Background: an optimization exercise with open tools, aiming at small area, a short achievable clock period and few clock cycles per item. Do not read the settings as production practice. The RTL was checked by simulation tests, not by an equivalence proof against the original design. The series may have gaps, and a smaller design here may also do less where the tests do not look.

==> design/flow/design.v <==
module INV_IP #(parameter IP_WIDTH = 6) (
    IN_1, IN_2,
    OUT_INV
);
input [IP_WIDTH-1:0] IN_1, IN_2;
output [IP_WIDTH-1:0] OUT_INV;
wire signed [IP_WIDTH:0]result;
wire [IP_WIDTH-1:0] IN1,IN2;
genvar i;
generate
	for(i=0; i<9; i=i+1) begin: ASSIGN_AB
		wire[IP_WIDTH-1:0] a,b,idx;
		if(i==0) begin
			assign b=(IN_1>=IN_2)? {1'b0,IN_1}: {1'b0,IN_2};
			assign a=(IN_1>=IN_2)? {1'b0,IN_2}: {1'b0,IN_1};
		end
		else begin
			assign a = ASSIGN_AB[i-1].b;	
			assign b = (ASSIGN_AB[i-1].a)%(ASSIGN_AB[i-1].b);
		end	
	end
endgenerate
genvar j;
generate
	for(j=0; j<9; j=j+1) begin: A_DIV_B
		wire signed [IP_WIDTH:0] div;
		assign div = (ASSIGN_AB[j].a)/(ASSIGN_AB[j].b);	
	end
endgenerate
genvar k;
generate
	for(k=8; k>=0; k=k-1) begin: EE
		wire signed [IP_WIDTH+1:0] s,t;
		if(k==8) begin
			assign s=1;
			assign t=0;
		end
		else if(k==0) begin
 			assign result = (EE[k+1].t+ASSIGN_AB[0].b)%ASSIGN_AB[0].b;
		end
		else begin
			assign s=(ASSIGN_AB[k].b==0)? 1: EE[k+1].t;
			assign t=(ASSIGN_AB[k].b==0)? 0: (EE[k+1].s)-(A_DIV_B[k].div)*EE[k+1].t;
		end
	end
endgenerate
assign OUT_INV = result[IP_WIDTH-1:0];
endmodule
module EC_TOP(
    clk, rst_n, in_valid,
    in_Px, in_Py, in_Qx, in_Qy, in_prime, in_a,
    out_valid, out_Rx, out_Ry
);
input clk, rst_n, in_valid;
input [6-1:0] in_Px, in_Py, in_Qx, in_Qy, in_prime, in_a;
output reg out_valid;
output reg [6-1:0] out_Rx, out_Ry;
reg [6-1:0] px, py, qx, qy, a, xr, yr;
reg [13:0] s_son;
reg [20:0]  s;
reg [6:0] p,s_mom;
reg [2:0] counter;
reg [11:0] first_sub;
wire [5:0] INV_IP6_out;
INV_IP #(.IP_WIDTH(6)) I_INV_IP6 ( .IN_1(p[5:0]), .IN_2(s_mom[5:0]), .OUT_INV(INV_IP6_out));
always@(posedge clk or negedge rst_n)begin
	if(!rst_n) begin
		counter<=0;
	end
	else begin
		if(in_valid==1 && counter<6) counter <= 1;
		else if (counter<6 && counter>0) counter <= counter+1;
		else counter<=0;
	end
end
always@(posedge clk or negedge rst_n)begin
	if(!rst_n) begin
		px <= 0;	
		py <= 0;
		qx <= 0;
		qy <= 0;
		p <= 0;
		a <= 0;
	end
	else begin		
		if (in_valid==1) begin				
			px <= in_Px;	
			py <= in_Py;
			qx <= in_Qx;
			qy <= in_Qy;
			p <= in_prime;
			a <= in_a;
		end	
		else begin
			px <= px;	
			py <= py;
			qx <= qx;
			qy <= qy;
			p <= p;
			a <= a;
		end
	end
end
always@(*)begin
		if ((px!=qx) || (py!=qy))begin
			if ((qy>=py) && (qx>=px))begin
				s_son = qy-py;
				s_mom = qx-px;
			end
			else if ((qy<=py) && (qx>=px))begin
				s_son = qy+p-py;    
				s_mom = qx-px;
			end	
			else if ((qy>=py) && (qx<=px))begin
				s_son = qy-py;    
				s_mom = qx+p-px;
			end
			else begin
				s_son = qy+p-py;    
				s_mom = qx+p-px;
			end
		end
		else begin
			s_son = 3*px*px + a;
			s_mom = (2*py)%p;
		end
end
always@(posedge clk or negedge rst_n)begin
	if(!rst_n) begin
		s <= 0;
	end
	else begin
		s <= (INV_IP6_out*s_son)%p;
	end
end
always@(posedge clk or negedge rst_n)begin
	if(!rst_n) begin
		first_sub <= 0;
	end
	else begin
		if (counter==2) begin
			if (s*s>=px) first_sub<= (s*s)-px;
			else first_sub<= (s*s)+p-px;
		end
		else if (counter==4) begin
			if (px>=xr) first_sub<= s*(px-xr);
			else first_sub<= s*(px+p-xr);
		end
		else first_sub<= first_sub;	
	end
end
always@(posedge clk or negedge rst_n)begin
	if(!rst_n) begin
		xr <= 0;
	end
	else begin
		if (counter==3) begin
			if (first_sub>=qx) xr <= (first_sub-qx)%p;
			else xr <= (first_sub+p-qx)%p;
		end
		else xr<=xr;
	end
end
always@(posedge clk or negedge rst_n)begin
	if(!rst_n) begin
		yr <= 0;
	end
	else begin
		if (counter==5) begin
			if (first_sub>=py) yr <= (first_sub-py)%p;
			else yr <= (first_sub+p-py)%p;
		end
		else yr<=yr;
	end
end		
always@(posedge clk or negedge rst_n)begin
	if(!rst_n) begin
		out_valid <= 0;
		out_Rx <= 0;
		out_Ry <= 0;
	end
	else begin
		if (counter==6) begin
			out_valid <= 1;
			out_Rx <= xr;
			out_Ry <= yr;
		end
		else begin
			out_valid <= 0;
			out_Rx <= 0;
			out_Ry <= 0;
		end
	end
end
endmodule
==> design/flow/run.sh <==
#!/bin/bash
# synth_recipe.tcl (not shown) runs the flow's synth.tcl, then flattens the netlist and writes it again
# the make line also repeats each setting of config.mk as NAME=value (left out here)
make -C /OpenROAD-flow-scripts/flow DESIGN_CONFIG=/design/flow/config.mk WORK_HOME=/design/flow/orfs CLKGATE_MAP_FILE= SYNTH_SCRIPT=/design/flow/synth_recipe.tcl finish
==> design/flow/config.mk <==
export PLATFORM = sky130hd
export DESIGN_NAME = EC_TOP
export DESIGN_NICKNAME = EC_TOP
export VERILOG_FILES = /design/flow/design.v
export SDC_FILE = /design/flow/constraint.sdc
export NUM_CORES = 4
export LEC_CHECK = 0
export CAP_MARGIN = 20
export CORE_MARGIN = 2
export CORE_UTILIZATION = 40
export SLEW_MARGIN = 20
==> design/flow/constraint.sdc <==
create_clock -name core_clock -period 220.0 [get_ports {clk}]
set_input_delay 44.0000 -clock core_clock [delete_from_list [all_inputs] [get_ports {clk}]]
set_output_delay 44.0000 -clock core_clock [all_outputs]
set_load 0.01 [all_outputs]
==> flow_metrics.py, run 1 <==
metrics = {
    "status": {
        "run_status": "no timing/DRC/antenna violations",
    },
    "clock_network": {
        "cts_hold_buf": 0,
        "cts_root_buf": "clkbuf_16",
        "clk-insertion-delay-late_ns": 0.41,
    },
    "hold_path": {
        "hold_depth": 2,
        "worstHoldPathType": "register to register",
    },
    "worst_setup_path": {
        "cp-end-kind": "register",
        "r2r_slack_ns": 14.48,
        "path_delay_family": "compound AO/OA/AOI/OAI gates",
        "startpoint_type": "register",
        "timing.rr.start": "p[2]",
        "crit_top_cell": "o21a_1",
        "reg2reg_to": "s[19]",
        "critical_path.max_stage_delay_ns": 0.65,
        "critPathLaunch": "p[2]",
        "arrival_ns": 205.78,
        "cp.depth": 858,
        "crit_slowest_cell": "or4_4",
    },
    "sta": {
        "relSlewSlack_pct": 15.2,
        "fin_ws_ns": 14.48,
        "finClkSkew_ns": 0.0203,
        "final_max_slew_viol_count": 0,
        "finalSetupViolations": 0,
        "post-route-min-period_ns": 205.52,
        "fmax_mhz": 4.87,
    },
    "detailed_routing": {
        "antenna_left": 0,
        "firstDrtPassIters": 6,
        "routed_via_density": 5.92,
        "drc_errors": 0,
    },
    "yosys": {
        "yosys-top-cells-count": "ha_1, nor2_1, nand2_1",
        "avgSynthCellArea_um2": 7.42,
        "synth_cells": 10100,
        "synthArstFlopShare_pct": 100,
        "syn-cell-area_mm2": 0.0749,
        "yosysMostFrequentCell": "ha_1",
        "synth_area_leader_cell": "ha_1",
    },
    "layout": {
        "seqCellArea_mm2": 0.00240,
        "multi_input_area_mm2": 0.0696,
        "fin_area_mm2": 0.0805,
        "nets": 11700,
    },
    "global_routing": {
        "grt_pass1_vias": 72600,
        "grt_overflow": 0,
        "grt_max_degree": 72,
        "antenna_found_initial": 0,
    },
    "floorplanning": {
        "fp.coreArea_mm2": 0.186,
    },
    "placement": {
        "port_buffers": 51,
        "place_congestion": 0.958,
    },
}
Testbench counts for the RTL of run 1, summed over its fixed seeds: cycles 22,408, items 3,200.
-- run 1: area by class of cell --
class	count	area share [%]
clock buffer	9	0.280
sequential	96	2.99
multi-input combinational	8949	86.4
timing repair buffer	246	2.46
tap	2480	3.86
inverter	826	3.88
clock inverter	7	0.0917
-- run 1: cell families after synthesis --
| group | count (synthesis) | synth area share (%) |
|---|---|---|
| compound gates | 2801 | 25.3 |
| simple gates | 3622 | 24.1 |
| other cells | 1 | 0.00501 |
| flops | 96 | 3.21 |
| xor+xnor | 710 | 8.44 |
| mux | 267 | 3.86 |
| buf+inv | 1069 | 5.73 |
| fa+ha+maj | 1519 | 29.4 |
-- run 1: timing repair --
action | in CTS | in global routing
setup endpoints to repair | 20 | 20
cloned | 0 | 2
buffers inserted | 5 | 75
gates resized for setup | 39 | 241
pin swaps | 2 | 30
-- run 1: cell usage in the layout, fill, tap and decap left out, types with 244 or more instances in the layout --
cell type	n
ha_1	1116
nor2_1	976
nand2_1	852
inv_1	803
a21oi_1	629
o21ai_0	456
xnor2_1	454
fa_1	399
nor3_1	391
o21a_1	354
xor2_1	244
-- run 1: per-stage QoR --
step / instances / util (%) / setup TNS [ns]
finish: 12600 / 43.4 / 0
CTS: 12500 / 42.5 / 0
floorplan: 10100 / - / 0
global route: 12600 / 43.4 / -12.71
global placement: 12500 / 42.2 / 0
detailed placement: 12500 / 42.2 / -115.80
-- run 1: routing by layer --
layer / vias to the layer above / wire length (um) / track usage (%)
met1: 36000 / 108000 / 32.1
met4: 0 / 5650 / 5.27
li1: 36400 / - / -
met5: - / 0 / 0
met3: 324 / 10600 / 1.80
met2: 1883 / 112000 / 41.5
==> run_1/routed.png <==
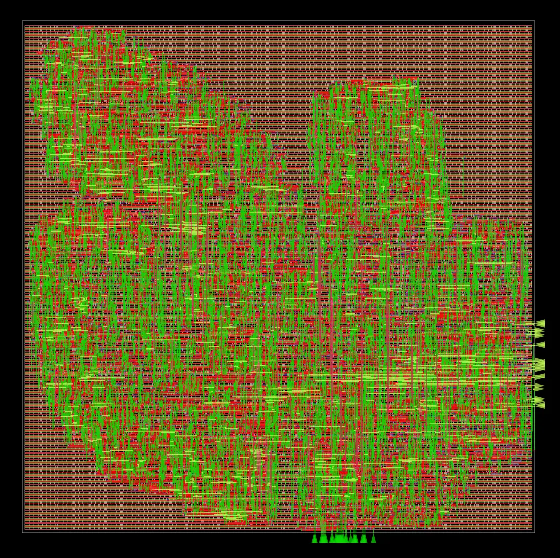
routed via count: 74700
routed length on met1: 108000 um

==> run_1/placed.png <==
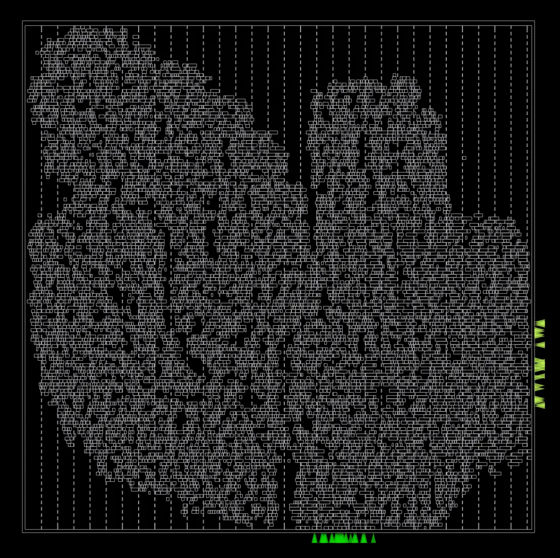
sequential share of cell area: 2.99%
FILL cells: 18900

==> run_1/clock_wires.png <==
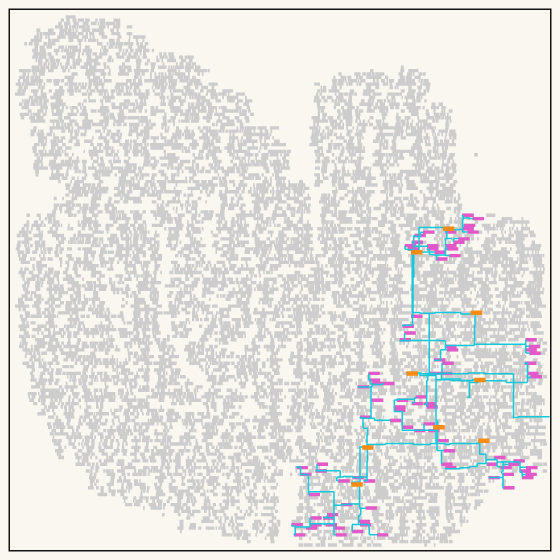
cyan -> clock wires  # length 1950 um
magenta -> flip-flops  # count 96
orange -> clock-net drivers  # count 9
routed clock nets = 10

==> run_1/m2.png <==
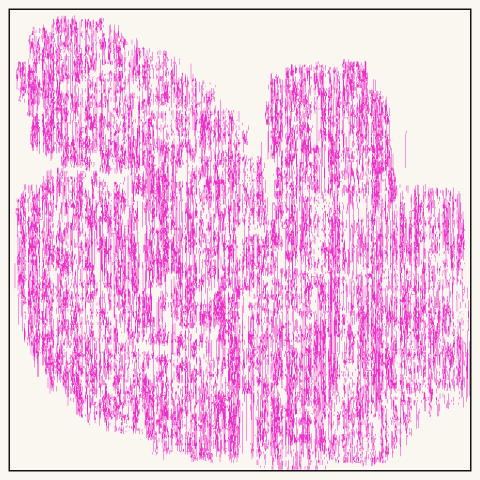
nets with wire on the layer = 10084
main direction = vertical
share of all routed wire = 47%

--- run 2: outline of the changes from run 1 ---
design/flow/design.v: 195 -> 1791 lines; modules unchanged: 0
  INV_IP: edited, 48 -> 250 lines
  EC_TOP: edited, 147 -> 1529 lines
  EC_FA: new, 6 lines
  EC_HA: new, 6 lines
==> module EC_HA as of run 2 <==
module EC_HA(a, b, s, co);
input a, b;
output s, co;
assign s = a ^ b;
assign co = a & b;
endmodule
==> module EC_FA as of run 2 <==
module EC_FA(a, b, c, s, co);
input a, b, c;
output s, co;
assign s = a ^ b ^ c;
assign co = (a & b) | (a & c) | (b & c);
endmodule
==> module INV_IP as of run 2 <==
module INV_IP(IN_1, IN_2, OUT_INV);
input [5:0] IN_1, IN_2;
output reg [5:0] OUT_INV;
always @* begin
  case ({IN_1[5:1], IN_2[4:0]})
    10'd33: OUT_INV = 6'd1;
    10'd65: OUT_INV = 6'd1;
    10'd66: OUT_INV = 6'd3;
    10'd97: OUT_INV = 6'd1;
    10'd98: OUT_INV = 6'd4;
    10'd99: OUT_INV = 6'd5;
    10'd161: OUT_INV = 6'd1;
    10'd162: OUT_INV = 6'd6;
    10'd163: OUT_INV = 6'd4;
    10'd164: OUT_INV = 6'd3;
    10'd165: OUT_INV = 6'd9;
    10'd193: OUT_INV = 6'd1;
    10'd194: OUT_INV = 6'd7;
    10'd195: OUT_INV = 6'd9;
    10'd196: OUT_INV = 6'd10;
    10'd197: OUT_INV = 6'd8;
    10'd198: OUT_INV = 6'd11;
    10'd257: OUT_INV = 6'd1;
    10'd258: OUT_INV = 6'd9;
    10'd259: OUT_INV = 6'd6;
    10'd260: OUT_INV = 6'd13;
    10'd261: OUT_INV = 6'd7;
    10'd262: OUT_INV = 6'd3;
    10'd263: OUT_INV = 6'd5;
    10'd264: OUT_INV = 6'd15;
    10'd289: OUT_INV = 6'd1;
    10'd290: OUT_INV = 6'd10;
    10'd291: OUT_INV = 6'd13;
    10'd292: OUT_INV = 6'd5;
    10'd293: OUT_INV = 6'd4;
    10'd294: OUT_INV = 6'd16;
    10'd295: OUT_INV = 6'd11;
    10'd296: OUT_INV = 6'd12;
    10'd297: OUT_INV = 6'd17;
    10'd353: OUT_INV = 6'd1;
    10'd354: OUT_INV = 6'd12;
    10'd355: OUT_INV = 6'd8;
    10'd356: OUT_INV = 6'd6;
    10'd357: OUT_INV = 6'd14;
    10'd358: OUT_INV = 6'd4;
    10'd359: OUT_INV = 6'd10;
    10'd360: OUT_INV = 6'd3;
    10'd361: OUT_INV = 6'd18;
    10'd362: OUT_INV = 6'd7;
    10'd363: OUT_INV = 6'd21;
    10'd449: OUT_INV = 6'd1;
    10'd450: OUT_INV = 6'd15;
    10'd451: OUT_INV = 6'd10;
    10'd452: OUT_INV = 6'd22;
    10'd453: OUT_INV = 6'd6;
    10'd454: OUT_INV = 6'd5;
    10'd455: OUT_INV = 6'd25;
    10'd456: OUT_INV = 6'd11;
    10'd457: OUT_INV = 6'd13;
    10'd458: OUT_INV = 6'd3;
    10'd459: OUT_INV = 6'd8;
    10'd460: OUT_INV = 6'd17;
    10'd461: OUT_INV = 6'd9;
    10'd462: OUT_INV = 6'd27;
    10'd481: OUT_INV = 6'd1;
    10'd482: OUT_INV = 6'd16;
    10'd483: OUT_INV = 6'd21;
    10'd484: OUT_INV = 6'd8;
    10'd485: OUT_INV = 6'd25;
    10'd486: OUT_INV = 6'd26;
    10'd487: OUT_INV = 6'd9;
    10'd488: OUT_INV = 6'd4;
    10'd489: OUT_INV = 6'd7;
    10'd490: OUT_INV = 6'd28;
    10'd491: OUT_INV = 6'd17;
    10'd492: OUT_INV = 6'd13;
    10'd493: OUT_INV = 6'd12;
    10'd494: OUT_INV = 6'd20;
    10'd495: OUT_INV = 6'd29;
    10'd577: OUT_INV = 6'd1;
    10'd578: OUT_INV = 6'd19;
    10'd579: OUT_INV = 6'd25;
    10'd580: OUT_INV = 6'd28;
    10'd581: OUT_INV = 6'd15;
    10'd582: OUT_INV = 6'd31;
    10'd583: OUT_INV = 6'd16;
    10'd584: OUT_INV = 6'd14;
    10'd585: OUT_INV = 6'd33;
    10'd586: OUT_INV = 6'd26;
    10'd587: OUT_INV = 6'd27;
    10'd588: OUT_INV = 6'd34;
    10'd589: OUT_INV = 6'd20;
    10'd590: OUT_INV = 6'd8;
    10'd591: OUT_INV = 6'd5;
    10'd592: OUT_INV = 6'd7;
    10'd593: OUT_INV = 6'd24;
    10'd594: OUT_INV = 6'd35;
    10'd641: OUT_INV = 6'd1;
    10'd642: OUT_INV = 6'd21;
    10'd643: OUT_INV = 6'd14;
    10'd644: OUT_INV = 6'd31;
    10'd645: OUT_INV = 6'd33;
    10'd646: OUT_INV = 6'd7;
    10'd647: OUT_INV = 6'd6;
    10'd648: OUT_INV = 6'd36;
    10'd649: OUT_INV = 6'd32;
    10'd650: OUT_INV = 6'd37;
    10'd651: OUT_INV = 6'd15;
    10'd652: OUT_INV = 6'd24;
    10'd653: OUT_INV = 6'd19;
    10'd654: OUT_INV = 6'd3;
    10'd655: OUT_INV = 6'd11;
    10'd656: OUT_INV = 6'd18;
    10'd657: OUT_INV = 6'd29;
    10'd658: OUT_INV = 6'd16;
    10'd659: OUT_INV = 6'd13;
    10'd660: OUT_INV = 6'd39;
    10'd673: OUT_INV = 6'd1;
    10'd674: OUT_INV = 6'd22;
    10'd675: OUT_INV = 6'd29;
    10'd676: OUT_INV = 6'd11;
    10'd677: OUT_INV = 6'd26;
    10'd678: OUT_INV = 6'd36;
    10'd679: OUT_INV = 6'd37;
    10'd680: OUT_INV = 6'd27;
    10'd681: OUT_INV = 6'd24;
    10'd682: OUT_INV = 6'd13;
    10'd683: OUT_INV = 6'd4;
    10'd684: OUT_INV = 6'd18;
    10'd685: OUT_INV = 6'd10;
    10'd686: OUT_INV = 6'd40;
    10'd687: OUT_INV = 6'd23;
    10'd688: OUT_INV = 6'd35;
    10'd689: OUT_INV = 6'd38;
    10'd690: OUT_INV = 6'd12;
    10'd691: OUT_INV = 6'd34;
    10'd692: OUT_INV = 6'd28;
    10'd693: OUT_INV = 6'd41;
    10'd737: OUT_INV = 6'd1;
    10'd738: OUT_INV = 6'd24;
    10'd739: OUT_INV = 6'd16;
    10'd740: OUT_INV = 6'd12;
    10'd741: OUT_INV = 6'd19;
    10'd742: OUT_INV = 6'd8;
    10'd743: OUT_INV = 6'd27;
    10'd744: OUT_INV = 6'd6;
    10'd745: OUT_INV = 6'd21;
    10'd746: OUT_INV = 6'd33;
    10'd747: OUT_INV = 6'd30;
    10'd748: OUT_INV = 6'd4;
    10'd749: OUT_INV = 6'd29;
    10'd750: OUT_INV = 6'd37;
    10'd751: OUT_INV = 6'd22;
    10'd752: OUT_INV = 6'd3;
    10'd753: OUT_INV = 6'd36;
    10'd754: OUT_INV = 6'd34;
    10'd755: OUT_INV = 6'd5;
    10'd756: OUT_INV = 6'd40;
    10'd757: OUT_INV = 6'd9;
    10'd758: OUT_INV = 6'd15;
    10'd759: OUT_INV = 6'd45;
    10'd833: OUT_INV = 6'd1;
    10'd834: OUT_INV = 6'd27;
    10'd835: OUT_INV = 6'd18;
    10'd836: OUT_INV = 6'd40;
    10'd837: OUT_INV = 6'd32;
    10'd838: OUT_INV = 6'd9;
    10'd839: OUT_INV = 6'd38;
    10'd840: OUT_INV = 6'd20;
    10'd841: OUT_INV = 6'd6;
    10'd842: OUT_INV = 6'd16;
    10'd843: OUT_INV = 6'd29;
    10'd844: OUT_INV = 6'd31;
    10'd845: OUT_INV = 6'd49;
    10'd846: OUT_INV = 6'd19;
    10'd847: OUT_INV = 6'd46;
    10'd848: OUT_INV = 6'd10;
    10'd849: OUT_INV = 6'd25;
    10'd850: OUT_INV = 6'd3;
    10'd851: OUT_INV = 6'd14;
    10'd852: OUT_INV = 6'd8;
    10'd853: OUT_INV = 6'd48;
    10'd854: OUT_INV = 6'd41;
    10'd855: OUT_INV = 6'd30;
    10'd856: OUT_INV = 6'd42;
    10'd857: OUT_INV = 6'd17;
    10'd858: OUT_INV = 6'd51;
    10'd929: OUT_INV = 6'd1;
    10'd930: OUT_INV = 6'd30;
    10'd931: OUT_INV = 6'd20;
    10'd932: OUT_INV = 6'd15;
    10'd933: OUT_INV = 6'd12;
    10'd934: OUT_INV = 6'd10;
    10'd935: OUT_INV = 6'd17;
    10'd936: OUT_INV = 6'd37;
    10'd937: OUT_INV = 6'd46;
    10'd938: OUT_INV = 6'd6;
    10'd939: OUT_INV = 6'd43;
    10'd940: OUT_INV = 6'd5;
    10'd941: OUT_INV = 6'd50;
    10'd942: OUT_INV = 6'd38;
    10'd943: OUT_INV = 6'd4;
    10'd944: OUT_INV = 6'd48;
    10'd945: OUT_INV = 6'd7;
    10'd946: OUT_INV = 6'd23;
    10'd947: OUT_INV = 6'd28;
    10'd948: OUT_INV = 6'd3;
    10'd949: OUT_INV = 6'd45;
    10'd950: OUT_INV = 6'd51;
    10'd951: OUT_INV = 6'd18;
    10'd952: OUT_INV = 6'd32;
    10'd953: OUT_INV = 6'd26;
    10'd954: OUT_INV = 6'd25;
    10'd955: OUT_INV = 6'd35;
    10'd956: OUT_INV = 6'd19;
    10'd957: OUT_INV = 6'd57;
    10'd961: OUT_INV = 6'd1;
    10'd962: OUT_INV = 6'd31;
    10'd963: OUT_INV = 6'd41;
    10'd964: OUT_INV = 6'd46;
    10'd965: OUT_INV = 6'd49;
    10'd966: OUT_INV = 6'd51;
    10'd967: OUT_INV = 6'd35;
    10'd968: OUT_INV = 6'd23;
    10'd969: OUT_INV = 6'd34;
    10'd970: OUT_INV = 6'd55;
    10'd971: OUT_INV = 6'd50;
    10'd972: OUT_INV = 6'd56;
    10'd973: OUT_INV = 6'd47;
    10'd974: OUT_INV = 6'd48;
    10'd975: OUT_INV = 6'd57;
    10'd976: OUT_INV = 6'd42;
    10'd977: OUT_INV = 6'd18;
    10'd978: OUT_INV = 6'd17;
    10'd979: OUT_INV = 6'd45;
    10'd980: OUT_INV = 6'd58;
    10'd981: OUT_INV = 6'd32;
    10'd982: OUT_INV = 6'd25;
    10'd983: OUT_INV = 6'd8;
    10'd984: OUT_INV = 6'd28;
    10'd985: OUT_INV = 6'd22;
    10'd986: OUT_INV = 6'd54;
    10'd987: OUT_INV = 6'd52;
    10'd988: OUT_INV = 6'd24;
    10'd989: OUT_INV = 6'd40;
    10'd990: OUT_INV = 6'd59;
    default: OUT_INV = 6'd0;
  endcase
end
endmodule
--- a/design/flow/config.mk
+++ b/design/flow/config.mk
@@ -10,2 +10,4 @@
 export CORE_UTILIZATION = 40
 export SLEW_MARGIN = 20
+export SYNTH_HIERARCHICAL = 1
+export SYNTH_MEMORY_MAX_BITS = 16384
==> run_2/m2.png <==
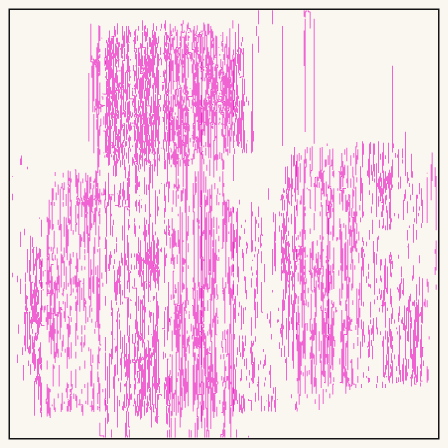
wire length on this layer = 19400 um
longest straight run = 70.5 um
nets with wire on the layer = 1692
met2 GRT Util: 36.0%
Total Wirelength: 40900 um
routed via count: 12000

==> run_2/routed.png <==
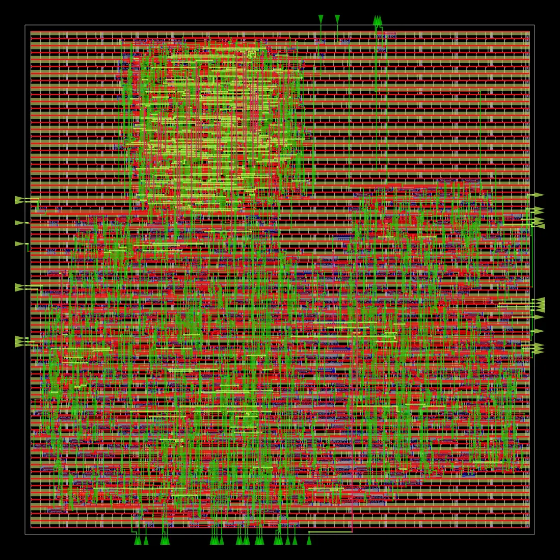
Max Used Layer: met4
GRT Total Usage: 21.9%
met2 wire length: 19400 um
WL per Instance: 19.5 um
routed length on met1: 17900 um

==> run_2/clock_wires.png <==
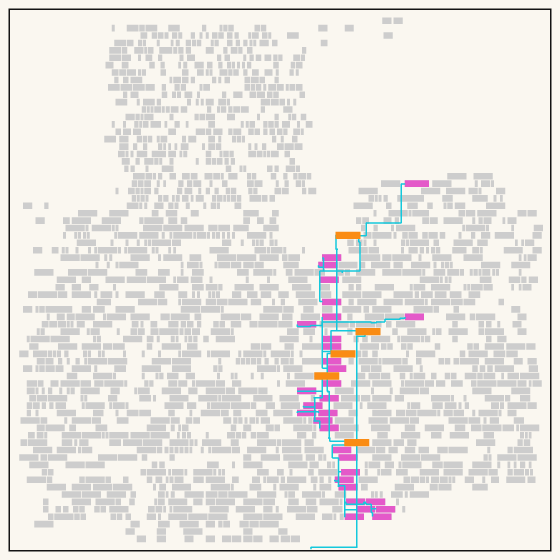
magenta -> flip-flops  # count 31
orange -> clock-net drivers  # count 5
cyan -> clock wires  # length 485 um
routed clock nets = 6

==> run 2 against run 1 <==
Effect of this change:
- utilization shrank 0.27 points
- design area shrank 80%
- maximum frequency up 130%
- critical path depth fell by 736
- synthesized cell count fell by 84%
- largest cell class unchanged
- still clean on timing, DRC and antenna
- area after synthesis fell by 80%
- cell count down 83%
- first-iteration DRC count decreased by 78%
- sequential share of layout area grew 0.89 points
- routed wire length is 83% lower
==> flow_metrics.py, run 2 <==
metrics = {
    "status": {
        "run_status": "no timing/DRC/antenna violations",
    },
    "yosys": {
        "ys_warn_count": 8,
        "avgSynthCellArea_um2": 9.55,
        "synth_cells": 1584,
        "syn-cell-area_mm2": 0.0151,
    },
    "worst_setup_path": {
        "critical_path.max_stage_delay_ns": 0.71,
        "path_delay_family": "adder cells",
        "crit_slowest_cell": "clkdlybuf4s50_1",
        "crit_top_cell": "fa_1",
        "startpoint_type": "input pin",
        "arrival_ns": 88.61,
    },
    "placement": {
        "dp_slack_ns": 131.29,
        "place_congestion": 0.987,
        "port_buffers": 51,
    },
    "detailed_routing": {
        "routed_via_density": 5.73,
        "dr_wl_met3_um": 2410,
        "antenna_left": 0,
        "firstDrtPassIters": 6,
        "drc_errors": 0,
    },
    "clock_network": {
        "post_cts_buffers": 0,
        "cts_hold_buf": 0,
        "cts_root_buf": "clkbuf_16",
        "cts_resized": 0,
    },
    "global_routing": {
        "grt_overflow": 0,
        "grt_pass1_vias": 12700,
        "grt_max_degree": 74,
    },
    "sta": {
        "final_max_slew_viol_count": 0,
        "finalSetupTns_ns": 0,
        "fin_ws_ns": 131.55,
        "relSlewSlack_pct": 38.2,
        "fmax_mhz": 11.3,
        "finalSetupViolations": 0,
        "post-route-min-period_ns": 88.45,
    },
    "layout": {
        "layout_common_cells": "fa_1, inv_1, nor2_1, nand2_1, ha_1",
        "final_common_cell": "fa_1",
        "seqCellArea_um2": 626,
        "fin_util_pct": 43.1,
        "multi_input_area_mm2": 0.0136,
        "nets": 2016,
    },
    "floorplanning": {
        "fp.coreArea_mm2": 0.0375,
        "initial_utilization_pct": 40.3,
    },
    "hold_path": {
        "worstHoldPathType": "input pin to asynchronous set/reset pin",
    },
}
Testbench counts for the RTL of run 2, summed over its fixed seeds: cycles 3,208, items 3,200.
==> run 2: final timing paths <==
path,from,endpoint,slack (ns),cells past startpoint
worst max-delay path,in_Px[1],s_q[1],131.55,122
worst min-delay path,rst_n,vld,43.90,1
max in group asynchronous,rst_n,vld,175.97,1
min in group core_clock,in_valid,vld,44.25,1
==> run 2: cell type report <==
class / count / share of cell area, %
Multi-Input combinational cell: 1332 / 83.9
Tap cell: 511 / 3.96
Timing Repair Buffer: 69 / 3.93
Sequential cell: 31 / 3.87
Inverter: 142 / 3.30
Clock buffer: 5 / 0.775
Clock inverter: 3 / 0.271
==> run 2: through the flow <==
step / instance area, um2 / cells
4_1_cts: 16200 / 2093
5_1_grt: 16200 / 2093
2_1_floorplan: 15100 / 1584
3_5_place_dp: 16000 / 2085
3_3_place_gp: 16000 / 2085
6_report: 16200 / 2093
==> run 2: routing by layer <==
layer	track usage, %	vias up
li1	-	5437
met1	31.3	5993
met2	36.0	471
met3	1.36	93
met4	6.80	0
met5	0	-

re-timing with driven ports:
In the flow no input, the clock included, has a driving cell. The finished layouts below were timed again as built, in two steps.
Step 1, drivers: a clkbuf_16 drives clk and a buf_2 each remaining input, both assumed.
Step 2 adds t to the input delays and takes it off the output delays; t is the mean of the earliest and latest rising clock arrival at the registers after step 1. Input paths then give back, and output paths get back, about the clock's delay inside the block.
Three values: no drivers, after step 1, after step 2; two values: the first two.
run | t, ns | setup slack, ns | hold slack, ns | pins driven straight from the clock port
run 1 | 0.447 | 14.476 / 14.476 / 14.476 | 0.489 / 0.489 / 0.489 | 1
run 2 | 0.312 | 131.550 / 131.559 / 131.246 | 43.896 / 43.889 / 44.202 | 1
After both steps setup and hold are still met in every run listed. For run 2, which loses most, drivers alone change the setup slack by +0.009 ns; drivers and shift together by -0.304 ns.
